This is an optimization exercise on Yosys and OpenROAD, whose aim is small area, not a production implementation.
Where RTL was checked, it was by simulation tests only, not by an equivalence proof against the original.
The series may have gaps, and a smaller design here may also do less where the tests do not look.
Function not checked in run 4: the RTL went through the layout flow alone.

==> design.v <==
module STDP_multiplier 
#(parameter n = 3)(a, b, result);
        input  [n-1:0]  a;
        input  [n-1:0]  b;
        output [n-1:0] result;
		  wire    [2*n-1:0] res;
           assign res = a * b;
			  assign result = res[n/2 +: n];
 endmodule
module STDPmodel
( reset,clk, T_pre,T_post,W_previous, W_new);   
	parameter buffer_size=32;
	parameter buffer_Time=32;
	parameter A_PLUS      = 16'b0000000000000011;   
	parameter A_MINUS     = 16'b0000000011110000;   
	input reset;
	input clk;
	input [buffer_Time-1:0] T_pre;
	input [buffer_Time-1:0] T_post;	
	input [buffer_size-1:0] W_previous;
   	output [buffer_size-1:0] W_new;
	reg  	[buffer_Time-1:0] DeltaT;
	wire 	[buffer_Time-1:0] DeltaW;
	wire 	[buffer_Time-1:0] DeltaW1;
	reg  	AdaptW;
	wire 	[buffer_size-1:0] W;	
	wire 	[buffer_size-1:0] W_B;	
	wire  	[buffer_size-1:0] Z1;
	wire  	[buffer_size-1:0] Z2;
	wire 	[buffer_size-1:0] res1;
	wire 	[buffer_size-1:0] res2;
	wire 	[buffer_size-1:0] res3;
	wire  	[buffer_size-1:0] DELTA;
	wire [buffer_size-1:0] m_minus   = 32'b00000000000000000000000000011111; 
	wire [buffer_size-1:0] m_plus   = 32'b00000000000000000000000001011100; 
	wire [buffer_size-1:0] margin_t= 32'b00000000001010000000000000000000; 
	wire [buffer_size-1:0] W_min   = 32'b00000000000000000000000000000000; 
	wire [buffer_size-1:0] W_max   = 32'b00000000000000010000000000000000; 
	assign W={{buffer_size/2-1{1'b0}},W_previous[buffer_size-1 -: buffer_size/2],1'b0};
	always @(posedge clk)
		begin	
		if (reset)begin
				DeltaT={buffer_Time{1'b0}};
				AdaptW  =1'b0;
				end
		else
				if (T_pre) begin 
								DeltaT=(T_post)?(T_post-T_pre):{buffer_Time{1'b0}};
								AdaptW  =(T_post)?1'b1:1'b0;
						  end
				else    begin
								DeltaT={buffer_Time{1'b0}};
								AdaptW  =1'b0;
							end
		end
		assign DELTA =AdaptW ?(( DeltaT[buffer_Time-1]) ? (~DeltaT)+32'b00000000000000000000000000000001 : DeltaT ):{buffer_Time{1'b0}}; 
		assign Z1    =AdaptW ?((DeltaT[buffer_Time-1])  ?  W	  : W_max-W ):{buffer_Time{1'b0}}; 
		assign Z2    =AdaptW ?((DeltaT[buffer_Time-1])  ?  m_minus : m_plus   ):{buffer_Time{1'b0}}; 
		assign res1=margin_t-DELTA;
			STDP_multiplier 
			  #(.n(buffer_size))
			  mult1
			 (.a(Z2), 
			  .b(res1),
			  .result(res2));  
	      	STDP_multiplier 
			  #(.n(buffer_size))
			  mult2
			 (.a(Z1), 
			  .b(res2),
			  .result(res3));
			 assign DeltaW1 = (DeltaT[buffer_Time-1]) ? (~res3 +32'b00000000000000000000000000000001) : res3 ;
			 assign DeltaW =  (DeltaT[buffer_Time-1]? (DeltaW1[buffer_Time-1]?DeltaW1:{buffer_Time{1'b0}}): (DeltaW1[buffer_Time-1]?{buffer_Time{1'b0}}:DeltaW1));
   	assign W_B = (AdaptW && Z1>={buffer_size{1'b0}})? (W + DeltaW ): W;
	assign W_new= {W_B[buffer_size/2:0],{buffer_size/2-1{1'b0}}};
endmodule
==> run.sh <==
#!/bin/bash
# synth_recipe.tcl (not shown) runs the flow's synth.tcl, then flattens the netlist and writes it again
# the make line also repeats each setting of config.mk as NAME=value (left out here)
make -C /OpenROAD-flow-scripts/flow DESIGN_CONFIG=/design/flow/config.mk WORK_HOME=/design/flow/orfs CLKGATE_MAP_FILE= SYNTH_SCRIPT=/design/flow/synth_recipe.tcl finish
==> config.mk <==
export PLATFORM = sky130hd
export DESIGN_NAME = STDPmodel
export DESIGN_NICKNAME = STDPmodel
export VERILOG_FILES = /design/flow/design.v
export SDC_FILE = /design/flow/constraint.sdc
export NUM_CORES = 4
export LEC_CHECK = 0
export CAP_MARGIN = 20
export CORE_MARGIN = 2
export CORE_UTILIZATION = 40
export SLEW_MARGIN = 20
==> constraint.sdc <==
create_clock -name core_clock -period 25.0 [get_ports {clk}]
set_input_delay 5.0000 -clock core_clock [delete_from_list [all_inputs] [get_ports {clk}]]
set_output_delay 5.0000 -clock core_clock [all_outputs]
set_load 0.01 [all_outputs]
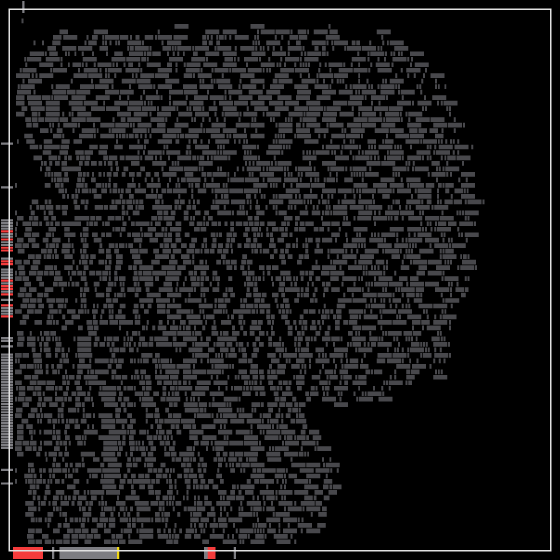
**Above:** run 1 (pin map).
Pins as bars across the die edge, other pins in grey.
colour	port	pins	direction	edge
yellow	clk	1	input	south
red	W_previous	32	input	20 south, 12 west
all pins by edge	73 west, 56 south, 1 north

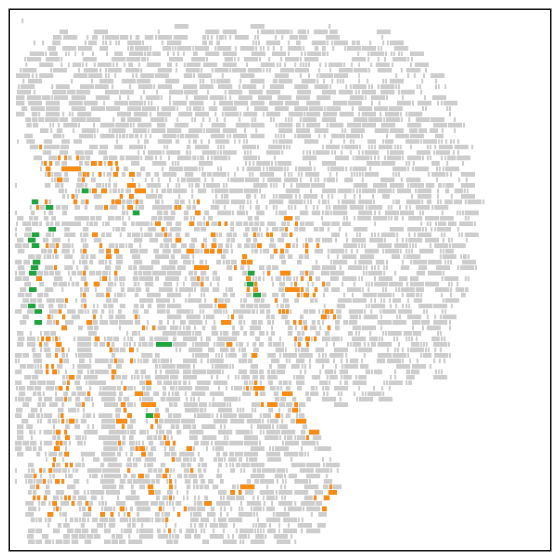
**Above:** run 1 (selected gate families).
colour	family	cells	most used
orange	inverting AOI/OAI gates	268	a21oi_1
green	multiplexers	20	mux2_2

==> impl_results.md, run 1 <==
* CTS tree: built
* CP Max Fanout at 7
* Avg Cell Area, Syn at 8.50 um2
* Worst Path Buf+Inv at 11
* Rel. slew slack at 0.302
* Share of cells above drive strength 1 at 0.0874
* Core Area at 0.0687 mm2
* Largest net degree at the start of global routing at 73
* Overflow after GRT at 0
* Clk sinks at 33
* Final core occ at 0.455
* Final Hold Fails at 0
* Worst-margin pin slew at 1.05 ns
* Clock buffer depth at 2
* Total track usage at 0.222
* DRC violations left at 0
* Synth Flop Type: dfxtp_1
* Drt initial violations at 1461
* FF+latch count, synth at 33
* Status: complete, no violations
* Async set-reset flop share out of synthesis at 0
* Crit path kind: reg -> out
* Total length of routed wires at 76600 um
* Placed Instances at 4348
* Worst setup EP type: primary output
* Via count at 22100
* Fmax at 0.0414 GHz
* Initial core utilization at 0.405
* Unrepaired setup endpoints after global routing: true
* Vias/cell at 5.04
* CTS root buf: clkbuf_16
* Mapped cell area at 0.0279 mm2
* Crit path required time at 20.00 ns
* Most frequent CP cell: fa_1
* Width of the die at 268 um
* Number of synthesized flops with an enable pin at 0
* Period minus WS final at 24.13 ns
* WP data arrival at 19.13 ns
* FP Rows at 96
* DR pass1 iterations at 5
* TritonCTS Buffers at 5
* DP HPWL at 65600 um
* Warnings, synthesis at 1
* Die area at 0.0718 mm2
* Final net count at 4399
* Final ANT Viol Nets at 0
* Post-DR wirelength/cell at 17.5 um
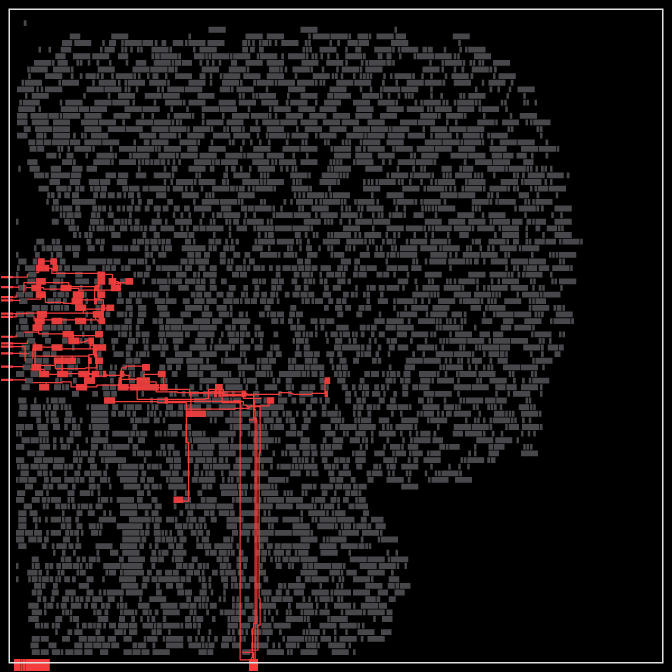
**Above:** run 1 (port wiring).
colour	port	bits	direction	edge	end cells	buffers	wire
red	W_previous	32	input	20 south, 12 west	72	19	1510 um
PortBufs: 98
Top Ports: 130

run 1: worst min-delay path: stages:
cell,delay [ns]
clkdlybuf4s50_1,0.42
inv_1,0.06
ha_1,0.11
nor2_1,0.04
run 1: per-layer routing:
layer  track usage  wire length [um]  part of all wire  up-vias
met1         0.317             35200              0.46    11000
met4        0.0512              2110             0.028        0
met3        0.0297              4780             0.062       72
met2         0.359             34400              0.45      604
li1              -                 -                 -    10400
met5             0                 0                 0        -
run 1: metrics by stage:
stage          worst slack, ns  setup TNS, ns  instance area [um2]  hold slack [ns]
2_1_floorplan            0.379              0                27900             5.19
3_3_place_gp            -0.229         -0.229                30600             5.70
3_5_place_dp            -0.269         -0.269                30600             5.69
4_1_cts                0.00876              0                30900             5.41
5_1_grt                -0.0710        -0.0915                31300             5.44
6_report                 0.873              0                31300             5.41
run 1: placed cells by master (no fill, tap or decap), types with 6 or more instances in the layout:
cell type	instances
xnor2_1	90
nand4_1	16
or3_1	15
and3_1	23
buf_4	146
a211oi_1	13
nand2_2	7
o21ai_1	9
o21a_1	12
nor3_1	37
mux2_2	11
a21oi_1	88
clkbuf_16	6
nor2_2	7
or2_2	10
nand2_1	377
nand3_1	27
ha_1	276
conb_1	15
clkdlybuf4s50_1	97
nand2b_1	30
dfxtp_1	31
nand3b_1	8
xor2_1	78
o31ai_1	11
a21o_1	52
o21bai_1	9
a21oi_2	10
and2_1	63
inv_1	723
fa_1	580
nor2b_1	15
a221o_1	6
nor2_1	276
o21ai_0	62
nor4_1	19
a31oi_1	9
run 1: kinds of logic after synthesis:
group / share of synthesized area
multiplexers: 0.00827
flip-flops: 0.0237
other: 0.000135
AND/OR/NAND/NOR: 0.162
buffers and inverters: 0.115
adder cells (fa/ha/maj): 0.543
XOR/XNOR: 0.0581
AO/OA/AOI/OAI: 0.0894
run 1: final timing paths:
check | start | to | slack (ns) | cells after the start
worst max-delay path | DeltaT[3] | W_new[30] | 0.87 | 77
worst min-delay path | T_post[0] | DeltaT[0] | 5.41 | 4
run 1: registers in the layout, summed over array words and instances (netlist names):
| signal | flops |
|---|---|
| AdaptW | 1 |
| DeltaT | 32 |
run 1: what timing repair did:
item / in CTS / in global routing
resized for setup: 17 / 69
cloned: 0 / 1
setup buffers: 1 / 15
setup endpoints to repair: 2 / 6
pin swaps: 7 / 27
run 1: cell usage after synthesis, types with 30 or more instances:
master	n	area share
nand2b_1	30	0.0067
ha_1	279	0.13
a21oi_1	99	0.018
dfxtp_1	33	0.024
and2_1	65	0.015
fa_1	581	0.42
xor2_1	83	0.026
a21o_1	52	0.014
nor2_1	284	0.038
inv_1	727	0.098
xnor2_1	96	0.030
nand2_1	383	0.052
nor3_1	39	0.0070
clkbuf_1	75	0.010
o21ai_0	71	0.013
run 1: layout make-up:
type	instances	area, um2
Sequential cell	33	666
Clock inverter	1	30.0
Fill cell	6930	37400
Tap cell	931	1160
Clock buffer	7	143
Antenna cell	3	7.51
Inverter	728	2730
Multi-Input combinational cell	2426	24400
Timing Repair Buffer	247	2130
--- run 2: outline of the changes from run 1 ---
design.v: 76 -> 2458 lines; modules unchanged: 0
  FA: new, 6 lines
  HA: new, 6 lines
  STDP_multiplier: edited, 9 -> 8 lines
  STDPmodel: edited, 67 -> 2438 lines
==> module HA as of run 2 <==
module HA (a, b, s, co);
  input a, b;
  output s, co;
  assign s = a ^ b;
  assign co = a & b;
endmodule
==> module STDP_multiplier as of run 2 <==
module STDP_multiplier
#(parameter n = 3)(a, b, result);
  input  [n-1:0] a;
  input  [n-1:0] b;
  output [n-1:0] result;
  wire [2*n-1:0] res = a * b;
  assign result = res[n/2 +: n];
endmodule
==> module FA as of run 2 <==
module FA (a, b, c, s, co);
  input a, b, c;
  output s, co;
  assign s = a ^ b ^ c;
  assign co = (a & b) | (c & (a ^ b));
endmodule
--- a/config.mk
+++ b/config.mk
@@ -8,4 +8,6 @@
 export CAP_MARGIN = 20
 export CORE_MARGIN = 2
-export CORE_UTILIZATION = 40
+export CORE_UTILIZATION = 60
 export SLEW_MARGIN = 20
+export SYNTH_HIERARCHICAL = 1
+export SYNTH_MINIMUM_KEEP_SIZE = 0
==> run 2 against run 1 <==
  * Clock-buffer cell count decreased by 4
  * Critical endpoint is now W_new[31]
  * Worst hold slack got worse by 0.067 ns
  * Synthesized area decreased by 47%
  * Still clean on timing, DRC and antenna
  * Highest routed layer unchanged
  * Utilization increased by 20 points
==> impl_results.md, run 2 <==
* Total track usage at 0.314
* Clk sinks at 25
* Rel. slew slack at 0.403
* Yosys top cell area share at 0.538
* Synth top area cells: fa_1, nand2_1, ha_1
* Crit path kind: in -> out
* DR pass1 iterations at 5
* Fmax at 0.0409 GHz
* Setup WS post-layout at 0.531 ns
* Total length of routed wires at 38400 um
* Clock buffer depth at 2
* Width of the die at 161 um
* Most frequent cells in the layout: fa_1, nand2_1, clkdlybuf4s50_1
* Final net count at 2121
* WP data arrival at 19.47 ns
* Most frequent cells after synthesis: fa_1, nand2_1, inv_1
* Post-DR wirelength/cell at 20.6 um
* Avg Cell Area, Syn at 9.76 um2
* Top Ports at 130
* Unrepaired setup endpoints after global routing: false
* Worst slack, placed at 0.467 ns
* Drt initial violations at 629
* Core Area at 0.0243 mm2
* Setup Fix Bufs, Post-CTS at 0
* Die area at 0.0260 mm2
* TritonCTS Buffers at 3
* PortBufs at 98
* Final Hold Fails at 0
* Status: complete, no violations
* Fillers at 2015
* Gates resized, CTS repair at 0
* CTS tree: built
* Largest net degree at the start of global routing at 61
* Final core occ at 0.657
* Async set-reset flop share out of synthesis at 0
* Area after DPL at 0.0159 mm2
run 2: cell types whose count changed after synthesis, moves of 31 or more:
cell | before | now
xor2_1 | 83 | 21
nor3_1 | 39 | 7
xnor2_1 | 96 | 41
a21oi_1 | 99 | 60
ha_1 | 279 | 84
inv_1 | 727 | 87
fa_1 | 581 | 399
nor2_1 | 284 | 47
a21o_1 | 52 | 21
o21ai_0 | 71 | 31
run 2: cell families after synthesis:
| kind of cell | Yosys count | synth area share |
|---|---|---|
| AO/OA/AOI/OAI | 173 | 0.0736 |
| XOR/XNOR | 62 | 0.0366 |
| adder cells (fa/ha/maj) | 485 | 0.610 |
| buffers and inverters | 229 | 0.0709 |
| flip-flops | 25 | 0.0337 |
| multiplexers | 43 | 0.0304 |
| other | 1 | 0.000253 |
| AND/OR/NAND/NOR | 504 | 0.145 |
run 2: modules after synthesis, one instance, submodules excluded:
module / times used / area (um2) / cells inside
STDPmodel: 1 / 6410 / 1087
FA: 399 / 20.0 / 1
HA: 36 / 12.5 / 1
run 2: final timing paths:
| path | slack (ns) | depth (start not counted) | end | from |
|---|---|---|---|---|
| worst min-delay path | 5.34 | 2 | A | reset |
| worst max-delay path | 0.53 | 40 | W_new[31] | W_previous[17] |
run 2: cell type report:
type / count / share of cell area
timing repair buffer: 140 / 0.0813
clock inverter: 1 / 0.000313
inverter: 88 / 0.0208
multi-input combinational: 1282 / 0.836
clock buffer: 3 / 0.00470
tap: 324 / 0.0254
sequential: 25 / 0.0313
run 2: metal layers:
| metal | vias to the layer above | global-route usage | routed length [um] |
|---|---|---|---|
| met5 | - | 0 | 0 |
| met1 | 5658 | 0.420 | 15300 |
| met4 | 0 | 0.0885 | 1170 |
| li1 | 4821 | - | - |
| met2 | 496 | 0.542 | 19000 |
| met3 | 69 | 0.0413 | 2930 |
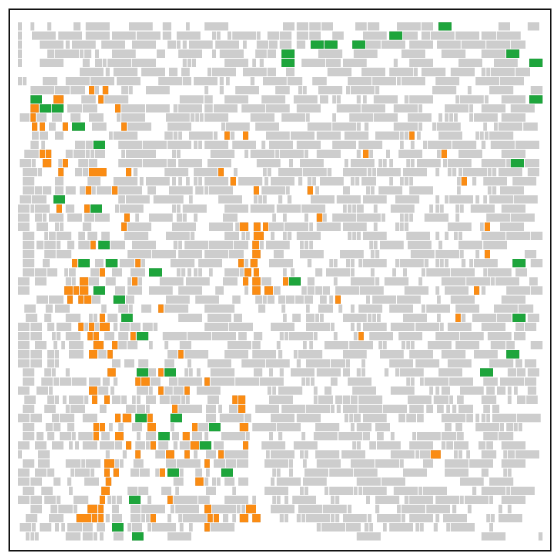
**Above:** run 2 (selected gate families).
colour	family	cells	most used
orange	inverting AOI/OAI gates	138	a21oi_1
green	multiplexers	43	mux2i_1
fraction of area in multi-input gates: 0.836
final cell count without fillers: 1863

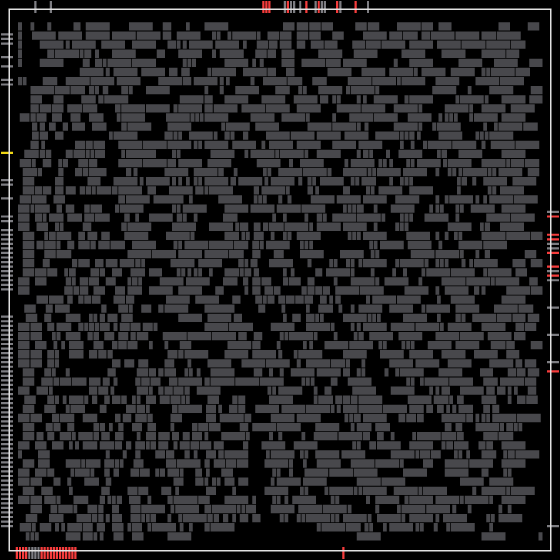
**Above:** run 2 (pin map).
Pins as bars across the die edge, other pins in grey.
colour	port	pins	direction	edge
yellow	clk	1	input	west
red	W_previous	32	input	17 south, 8 north, 7 east

==> run 2 -> run 3 <==
--- a/config.mk
+++ b/config.mk
@@ -7,7 +7,7 @@
 export LEC_CHECK = 0
 export CAP_MARGIN = 20
 export CORE_MARGIN = 2
-export CORE_UTILIZATION = 60
+export CORE_UTILIZATION = 40
 export SLEW_MARGIN = 20
 export SYNTH_HIERARCHICAL = 1
 export SYNTH_MINIMUM_KEEP_SIZE = 0
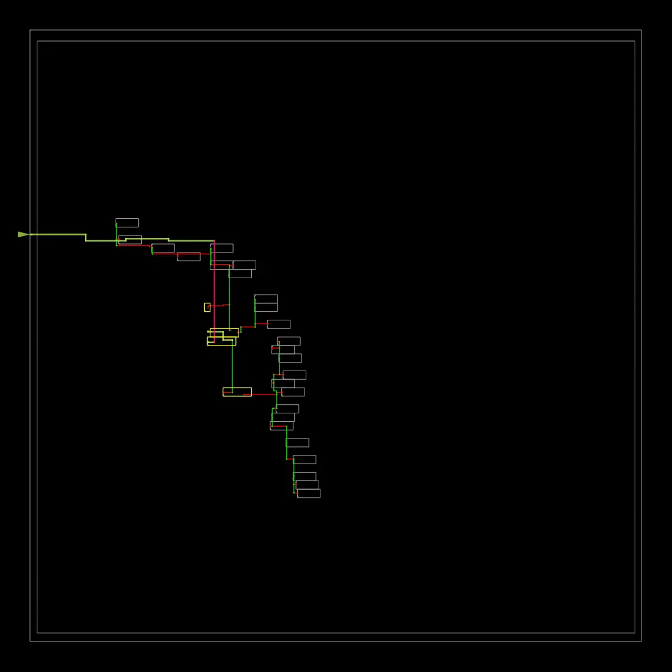
**Above:** run 3 (clock wiring as the flow saved it).
clk sinks: 25
# clk buffers: 3
TritonCTS Buffers: 3

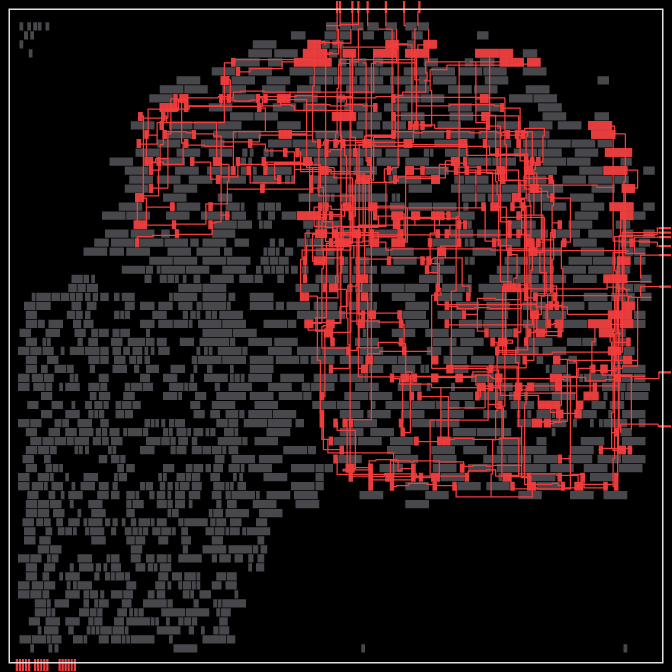
**Above:** run 3 (port wiring).
colour	port	bits	direction	edge	end cells	buffers	wire
red	W_previous	32	input	16 south, 8 east, 8 north	384	37	7520 um

==> run 3 against run 2 <==
  * First-iteration DRC count rose by 20%
  * Sequential cell count did not move
  * Clock-buffer cell count did not move
  * Maximum frequency barely moved
  * Die area rose by 49%
  * Synthesized area did not move
  * Critical path depth fell by 1
  * Final cell count rose by 7.7%
  * Worst hold slack improved by 0.028 ns
  * Final area rose by 1.1%
==> impl_results.md, run 3 <==
* Worst setup EP type: primary output
* Initial core utilization at 0.406
* Number of synthesized flops with an enable pin at 0
* Largest net degree at the start of global routing at 61
* Most common cell in the netlist: fa_1
* Worst-margin pin slew at 0.952 ns
* DRC violations left at 0
* Most common cell after layout, fill and taps aside: fa_1
* Post-DR wirelength/cell at 19.2 um
* FP Rows at 70
* Avg Cell Area, Syn at 9.76 um2
* Placed Instances at 2002
* Core Area at 0.0366 mm2
* Via count at 10800
* Final net count at 2120
* Worst slack, placed at 0.312 ns
* Clock buffer depth at 2
* DP HPWL at 30800 um
* Synth top area cells: fa_1, nand2_1, ha_1
* Final setup TNS at 0 ns
* Worst Path Buf+Inv at 3
* DR pass1 iterations at 5
* Ant diodes at 0
* Async set-reset flop share out of synthesis at 0
* Crit path kind: in -> out
* Vias/cell at 5.41
* Yosys top cell area share at 0.538
* Total track usage at 0.209
* Period minus WS final at 24.46 ns
* Largest register FFs at 23
* Most frequent CP cell: fa_1
* Status: complete, no violations
* Drt initial violations at 752
* Top Ports at 130
* Warnings, synthesis at 7
* CTS tree: built
* CTS root buf: clkbuf_16
* Most frequent cells in the layout: fa_1, nand2_1, clkdlybuf4s50_1
* Width of the die at 197 um
* Multi-input gate area at 0.0134 mm2
* Min-Delay Endpoint: A
* CP Max Fanout at 8
* Final Hold Fails at 0
* Share of cells above drive strength 1 at 0.0488
[run 3: changes by cell type in the layout (fill, tap and decap cells not counted)]
cell / change
o21ai_2: +1
o21ai_0: -1
dlymetal6s2s_1: -1
buf_4: -1
clkdlybuf4s50_1: +1
[run 3: repair_timing]
action,4_1_cts,5_1_grt
setup endpoints to repair,0,1
hold endpoints to repair,0,0
gates resized for setup,0,2
[run 3: cell families after synthesis]
logic type	count (synthesis)	synth area share
and+or+nand+nor	504	0.145
muxes	43	0.0304
buffers and inverters	229	0.0709
AOI/OAI and AO/OA	173	0.0736
DFF	25	0.0337
other	1	0.000253
xor gates and xnor gates	62	0.0366
adders and majority gates	485	0.610
[run 3: layer usage]
metal / vias to the layer above / wire, um / global-route usage
met1: 5536 / 16600 / 0.290
li1: 4808 / - / -
met4: 2 / 957 / 0.0524
met3: 58 / 2650 / 0.0217
met2: 443 / 18300 / 0.353
met5: - / 8 / 0
[run 3: worst max-delay path by stage]
stage / from / endpoint / depth (start not counted)
after floorplan: W_previous[18] / W_new[31] / 38
after global placement: W_previous[17] / W_new[31] / 39
after detailed placement: W_previous[17] / W_new[31] / 39
after CTS: W_previous[17] / W_new[31] / 39
after global routing: W_previous[17] / W_new[31] / 39
final: W_previous[17] / W_new[31] / 39
[run 3: through the flow]
step | cell area (um2) | util | hold slack, ns
2_1_floorplan | 14900 | - | 5.08
3_3_place_gp | 16100 | 0.439 | 5.62
3_5_place_dp | 16100 | 0.439 | 5.63
4_1_cts | 16100 | 0.441 | 5.37
5_1_grt | 16100 | 0.441 | 5.40
6_report | 16100 | 0.441 | 5.37
[run 3: per-module statistics from Yosys, one instance, submodules excluded]
module     times used  flops+latches  area (um2)
HA                 36              0        12.5
FA                399              0        20.0
STDPmodel           1             25        6410
[run 3: final cells by class]
cell class,instances,share of cell area
Clock inverter,1,0.000310
Sequential cell,25,0.0310
Clock buffer,3,0.00465
Multi-Input combinational cell,1282,0.827
Inverter,88,0.0206
Timing Repair Buffer,139,0.0798
Tap cell,468,0.0363
==> run 4: too many edits to list; what changed since run 3 <==
design.v: 2458 -> 2568 lines; modules unchanged: 3
  STDPmodel: edited, 2438 -> 2548 lines
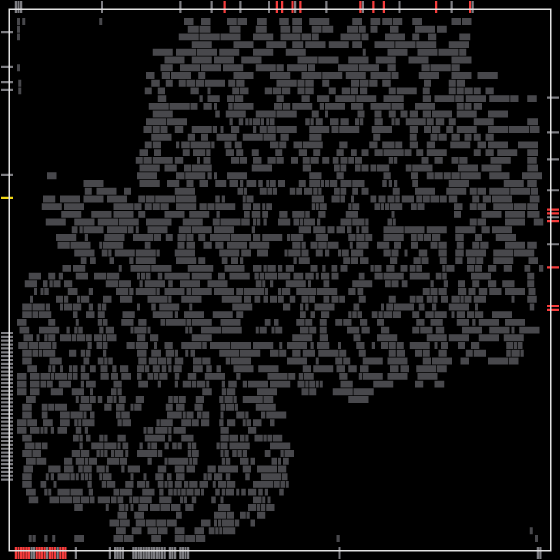
**Above:** run 4 (pin map).
Pins as bars across the die edge, other pins in grey.
colour	port	pins	direction	edge
yellow	clk	1	input	west
red	W_previous	32	input	16 south, 10 north, 6 east
all pins by edge	49 south, 45 west, 24 north, 12 east

==> run 4 against run 3 <==
  * Worst setup slack better by 0.16 ns
  * Maximum frequency up 0.67%
  * Global-route usage rose by 1.7 points
  * Critical path depth is 3 higher
  * Largest cell class unchanged
  * Highest routed layer is now met4
==> impl_results.md, run 4 <==
* FP Rows at 68
* Fillers at 3394
* Most frequent cells after synthesis: fa_1, xnor2_1, a22oi_1
* Area after DPL at 0.0150 mm2
* Die area at 0.0362 mm2
* Status: complete, no violations
* Design area at 0.0151 mm2
* Final ANT Viol Nets at 0
* Largest register FFs at 23
* Most common cell in the netlist: fa_1
* Top Ports at 130
* Hold_ws at 5.45 ns
* Worst setup EP type: primary output
* CTS tree: built
* Initial core utilization at 0.404
* Rel. slew slack at 0.328
* DRC violations left at 0
* Fmax at 0.0412 GHz
* Synth Flop Type: dfxtp_1
* Width of the die at 190 um
* FF+latch count, synth at 25
* Worst-margin pin slew at 1.01 ns
* Number of synthesized flops with an enable pin at 0
* Clock buffer depth at 2
* PortBufs at 98
* Via count at 11300
* Mapped cell area at 0.0139 mm2
* Yosys top cell area share at 0.365
* CP Max Fanout at 22
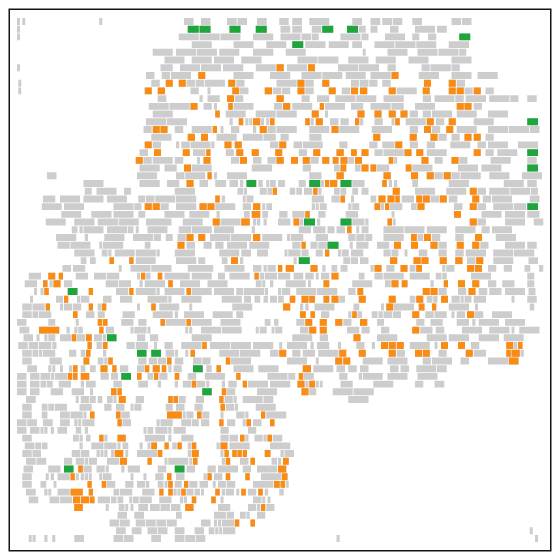
**Above:** run 4 (selected gate families).
colour	family	cells	most used	where
green	multiplexers	28	mux2_2	all over the die
orange	inverting AOI/OAI gates	353	a22oi_1	all over the die

## run 4: Yosys stat by module, one instance, submodules excluded
module,copies in the design,cell area [um2],flops+latches,cells
STDPmodel,1,8350,25,1210
HA,38,12.5,0,1
FA,253,20.0,0,1
## run 4: cells by family after synthesis
kind of cell | count (synthesis) | synth area share
AO/OA/AOI/OAI | 397 | 0.194
adder cells (fa/ha/maj) | 358 | 0.458
buffers and inverters | 259 | 0.0812
AND/OR/NAND/NOR | 223 | 0.0766
XOR/XNOR | 210 | 0.132
multiplexers | 28 | 0.0218
flip-flops | 25 | 0.0360
other | 1 | 0.000270
## run 4: per-layer routing
layer  track usage  wire length (um)
met5             0                 0
met1         0.314             17400
met4        0.0489               751
met2         0.377             18700
met3        0.0282              3000
## run 4: area by class of cell
cell class | instances | area share
repair buffers | 144 | 0.0872
well taps | 455 | 0.0376
clock inverters | 1 | 0.000331
clock buffers | 3 | 0.00496
multi-input cells | 1231 | 0.814
inverters | 91 | 0.0226
flip-flops and latches | 25 | 0.0331
## run 4: per-stage QoR
step	util	worst slack, ns	instances
floorplan	-	1.94	1515
global placement	0.438	0.726	1946
detailed placement	0.438	0.615	1946
CTS	0.440	0.607	1950
global route	0.440	0.000883	1950
finish	0.440	0.706	1950
## run 4: what timing repair did
| action | CTS | global route |
|---|---|---|
| hold buffers | 0 | 0 |
| setup endpoints to repair | 0 | 1 |
| hold endpoints to repair | 0 | 0 |
| resized for setup | 0 | 1 |
## run 4: path summary, 6_finish.rpt
| path | from | to | slack (ns) | cells after the start |
|---|---|---|---|---|
| worst max-delay path | W_previous[20] | W_new[16] | 0.71 | 42 |
| worst min-delay path | reset | A | 5.45 | 2 |
## run 4: critical path: cells and delay by family
kind | cells | cell delay [ns]
fa+ha+maj | 25 | 9.79
compound gates | 9 | 1.74
buf+inv | 4 | 1.56
mux | 2 | 0.86
simple gates | 1 | 0.18
xor+xnor | 1 | 0.13
**Run 4: port wiring**

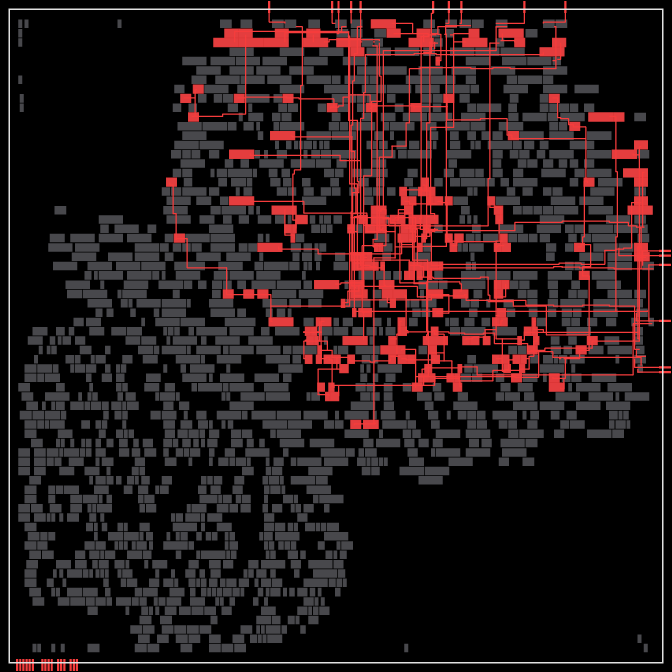

==> run 4 -> run 5 <==
--- a/design.v
+++ b/design.v
@@ -4,6 +4,11 @@
   assign s = a ^ b ^ c;
   assign co = (a & b) | (c & (a ^ b));
 endmodule
+module BPP (one, two, neg, a, b, pp);
+  input one, two, neg, a, b;
+  output pp;
+  assign pp = ((one & a) | (two & b)) ^ neg;
+endmodule
 module HA (a, b, s, co);
   input a, b;
   output s, co;
--- a/config.mk
+++ b/config.mk
@@ -5,6 +5,7 @@
 export SDC_FILE = /design/flow/constraint.sdc
 export NUM_CORES = 4
 export LEC_CHECK = 0
+export ABC_AREA = 1
 export CAP_MARGIN = 20
 export CORE_MARGIN = 2
 export CORE_UTILIZATION = 40
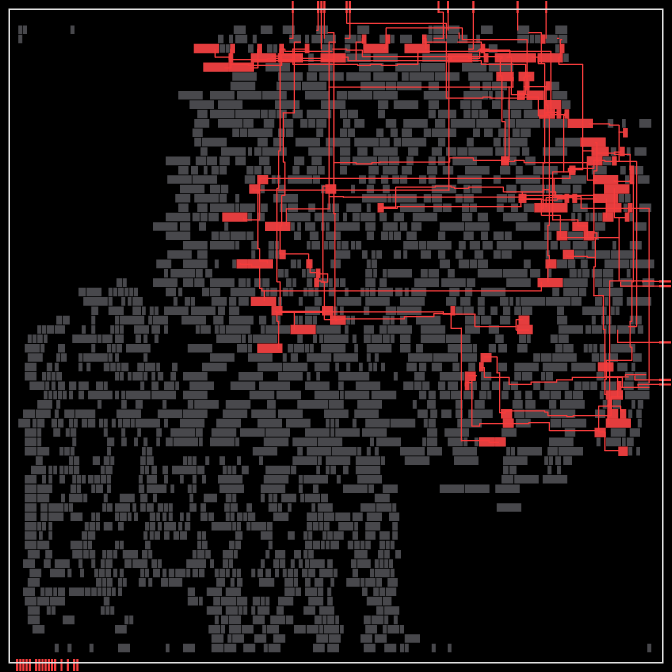
**Above:** run 5 (port wiring).
colour	port	bits	direction	edge	end cells	buffers	wire
red	W_previous	32	input	16 south, 11 north, 5 east	103	20	2980 um

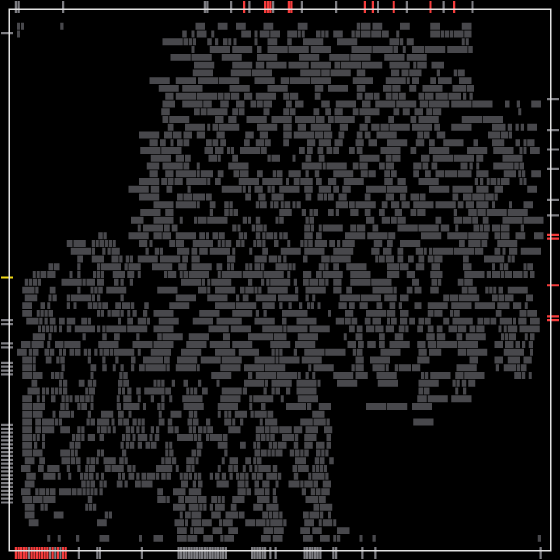
**Above:** run 5 (pin map).
Pins as bars across the die edge, other pins in grey.
width of the die: 189 um
height of the die: 189 um

==> run 5 against run 4 <==
  * Still clean
  * Wire length about the same
  * Utilization is 0.55 points higher
  * Via count increased by 4.1%
  * Final area decreased by 0.74%
  * Synthesized area fell by 1.1%
==> impl_results.md, run 5 <==
* Hold_ws at 5.34 ns
* Synth top area cells: fa_1, xor2_1, ha_1
* Unrepaired setup endpoints after global routing: false
* Initial core utilization at 0.408
* Gates resized, CTS repair at 0
* Largest register FFs at 23
* Most common cell in the netlist: fa_1
* Total track usage at 0.228
* Warnings, synthesis at 7
* Crit path kind: in -> out
* CTS tree: built
* Worst Path Buf+Inv at 5
* DP HPWL at 31100 um
* Crit path required time at 20.00 ns
* CTS root buf: clkbuf_16
* Total length of routed wires at 39800 um
* Number of synthesized flops with an enable pin at 0
* Worst setup EP type: primary output
* Status: complete, no violations
* Clock buffer depth at 2
* Final Hold Fails at 0
* Final net count at 2108
* Core Area at 0.0337 mm2
* Yosys top cell area share at 0.369
* Top Ports at 130
* FF+latch count, synth at 25
* Overflow after GRT at 0
* Hold_buf cts at 0
* Via count at 11800
* Synth Flop Type: dfxtp_1
* Fmax at 0.0427 GHz
* DR pass1 iterations at 5
* Most frequent cells after synthesis: fa_1, nand2_1, inv_1
* Ant diodes at 0
* PortBufs at 98
* TritonCTS Buffers at 3
* Setup Fix Bufs, Post-CTS at 0
* Die area at 0.0358 mm2
* Share of cells above drive strength 1 at 0.0620
* Most frequent CP cell: fa_1
* Multi-input gate area at 0.0119 mm2
* Rel. slew slack at 0.398
* Most frequent cells in the layout: fa_1, nand2_1, inv_1
* Final ANT Viol Nets at 0
* Vias/cell at 5.59
* Mapped cell area at 0.0137 mm2
* Hold path depth at 2
[run 5: changes by cell type after synthesis, moves of 18 or more]
| cell | delta |
|---|---|
| clkbuf_1 | -27 |
| nand2_1 | +143 |
| xor2_1 | +122 |
| a21oi_1 | -25 |
| o22ai_1 | +175 |
| xnor2_1 | -151 |
| a31oi_1 | -21 |
| nand3_1 | +50 |
| mux2_2 | -18 |
| inv_1 | +96 |
| a22oi_1 | -153 |
| nor2b_1 | -20 |
[run 5: per-module statistics from Yosys, one instance, submodules excluded]
| module | flops+latches | cell area (um2) | cells inside | times used |
|---|---|---|---|---|
| FA | 0 | 20.0 | 1 | 253 |
| STDPmodel | 25 | 8200 | 1351 | 1 |
| HA | 0 | 12.5 | 1 | 38 |
[run 5: final timing paths]
kind / start / end / slack, ns
setup / recovery: W_previous[17] / W_new[17] / 1.61
hold / removal: reset / A / 5.34
[run 5: cell families (layout without fill, tap and decap cells)]
| family | after synthesis | count (layout) | synth area share |
|---|---|---|---|
| adders and majority gates | 348 | 348 | 0.455 |
| other | 1 | 15 | 0.000273 |
| buffers and inverters | 334 | 339 | 0.103 |
| DFF | 25 | 25 | 0.0364 |
| xor gates and xnor gates | 185 | 185 | 0.120 |
| muxes | 6 | 6 | 0.00437 |
| AOI/OAI and AO/OA | 321 | 321 | 0.141 |
| and+or+nand+nor | 422 | 422 | 0.139 |
[run 5: final cells by class]
type                       count  area share
inverter                     206      0.0515
multi-input combinational   1297       0.792
sequential                    25      0.0333
clock buffer                   3     0.00500
tap                          448      0.0373
timing repair buffer         129      0.0808
clock inverter                 1    0.000333
[run 5: routing by layer]
metal | part of all wire | up-vias | track usage
met4 | 0.034 | 0 | 0.0719
li1 | - | 5397 | -
met5 | 0 | - | 0
met3 | 0.075 | 104 | 0.0400
met1 | 0.41 | 5795 | 0.289
met2 | 0.48 | 499 | 0.396
[run 5: through the flow]
step           setup slack [ns]  instances  utilization  instance area, um2
2_1_floorplan              2.98       1656            -               13800
3_3_place_gp               1.64       2105        0.443               14900
3_5_place_dp               1.55       2105        0.443               14900
4_1_cts                    1.54       2109        0.446               15000
5_1_grt                   0.797       2109        0.446               15000
6_report                   1.61       2109        0.446               15000

==> layout pictures side by side <==
Routed clock nets over the placement.
image #1
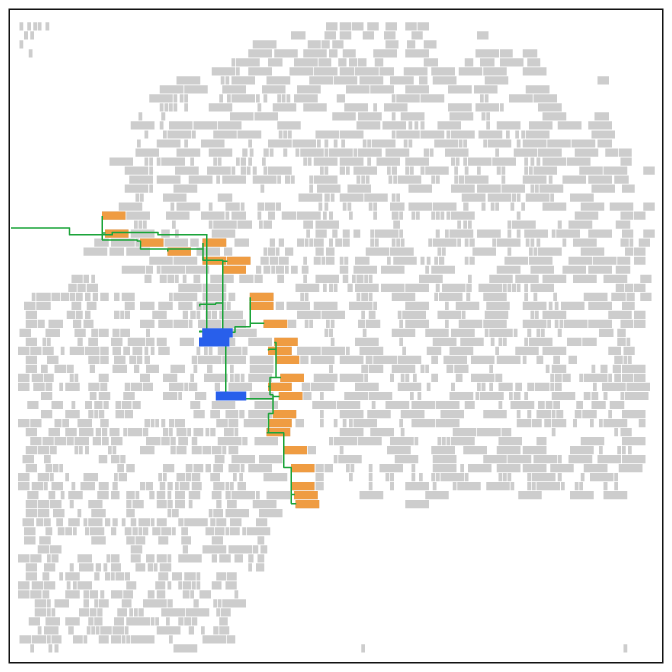
image #2
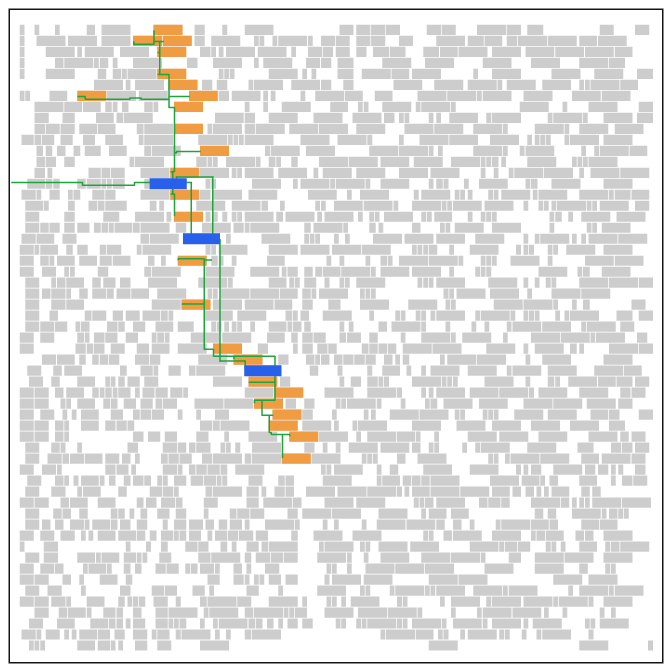
image #3
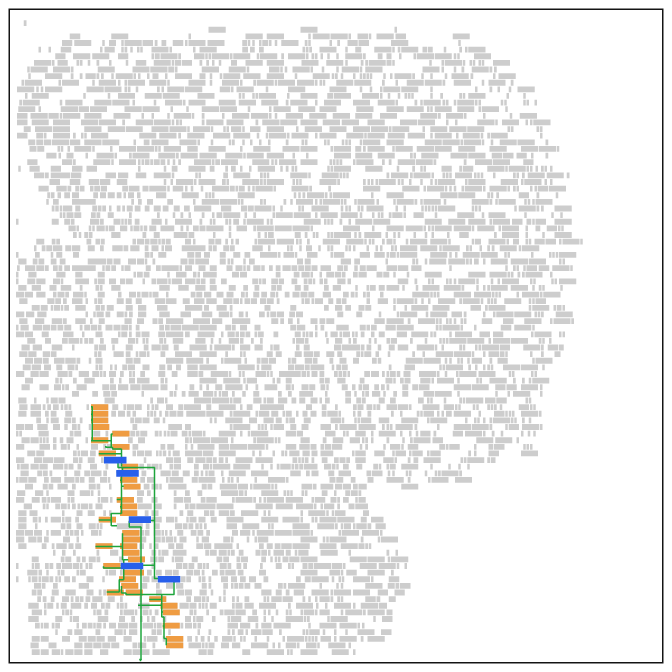
image #4
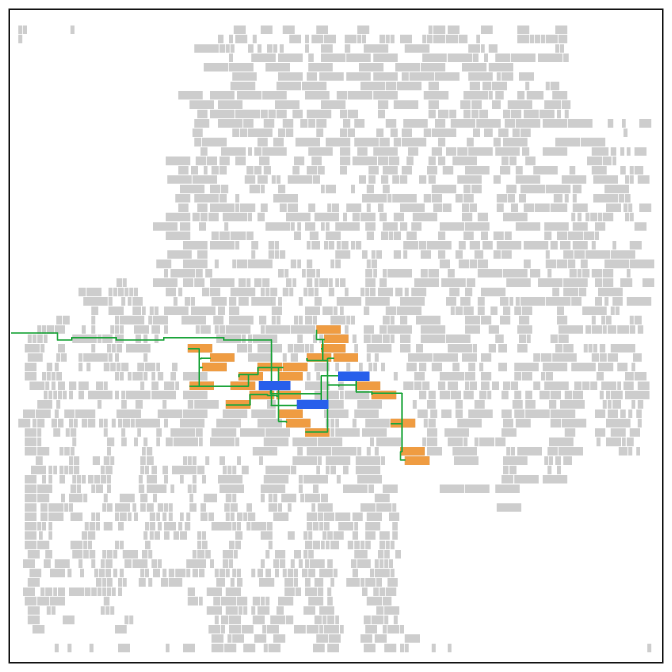
- image #4 = run 5
- image #1 = run 3
- image #3 = run 1
- image #2 = run 2


==> screenshots <==
Clock wiring as the flow saved it.
panel A
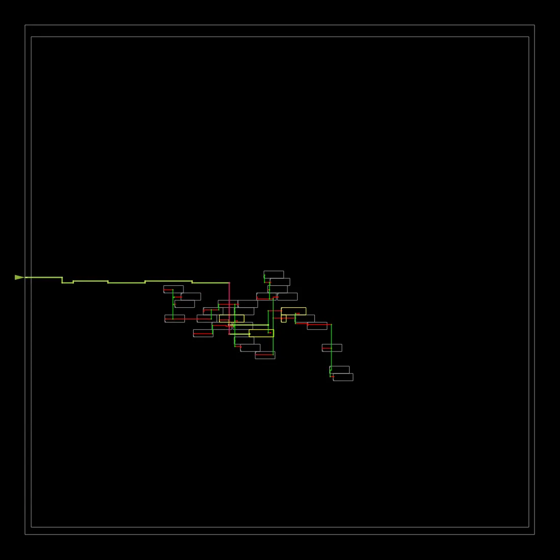
panel B
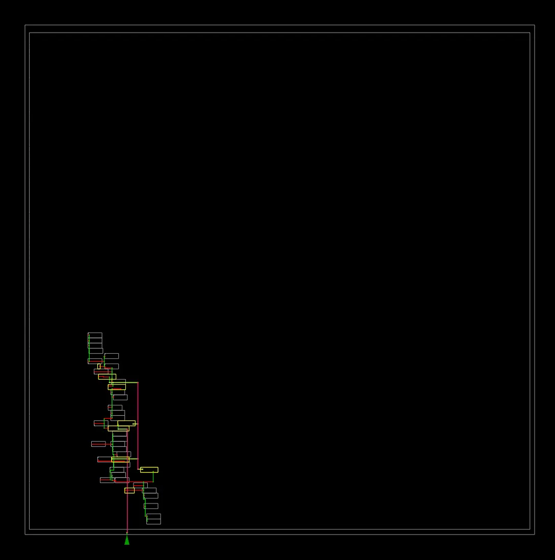
panel C
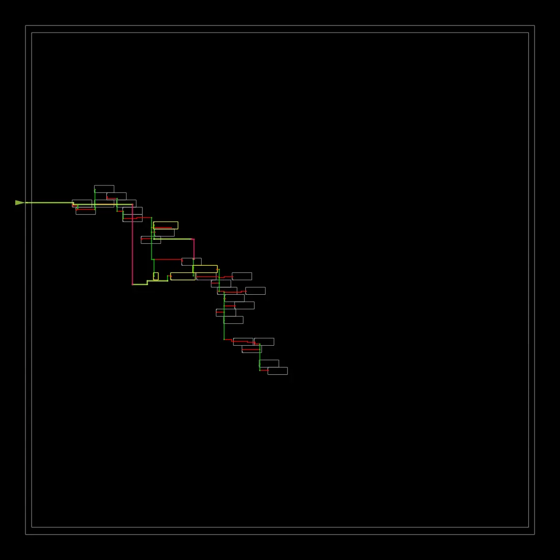
Of these, most sequential cells: panel B
Of these, most clock buffers: panel B
| from | picture |
|---|---|
| run 1 | panel B |
| run 5 | panel A |
| run 4 | panel C |

## what the ideal ports hide
Ports are ideal in the flow. The routed layouts listed here were re-timed in OpenROAD. Step 1 sets driving cells, clkbuf_16 on the clock port and buf_2 on the other inputs (assumed; they add their load-dependent delay and slew). Step 2 moves the port delays by t, midway between the first and last clock arrival at a register: inputs arrive t later, outputs are due t later. That takes back most of the time a late clock gives input paths. Slacks: ideal ports / drivers / drivers and shift; pairs: ideal ports / drivers.
run	shift t [ns]	setup WS [ns]	hold WS [ns]	pins driven straight from the clock port
run 1	0.302	0.873 / 0.842 / 0.861	5.406 / 5.396 / 5.699	1
run 2	0.294	0.531 / 0.508 / 0.508	5.339 / 5.335 / 5.629	1
run 3	0.290	0.543 / 0.520 / 0.520	5.367 / 5.350 / 5.640	1
run 4	0.289	0.706 / 0.679 / 0.679	5.451 / 5.446 / 5.735	1
run 5	0.293	1.608 / 1.584 / 1.584	5.343 / 5.334 / 5.627	1
After both steps every run listed still meets setup and hold. The setup slack of run 4, which loses most, moves by -0.027 ns with the drivers and by -0.027 ns with both steps.
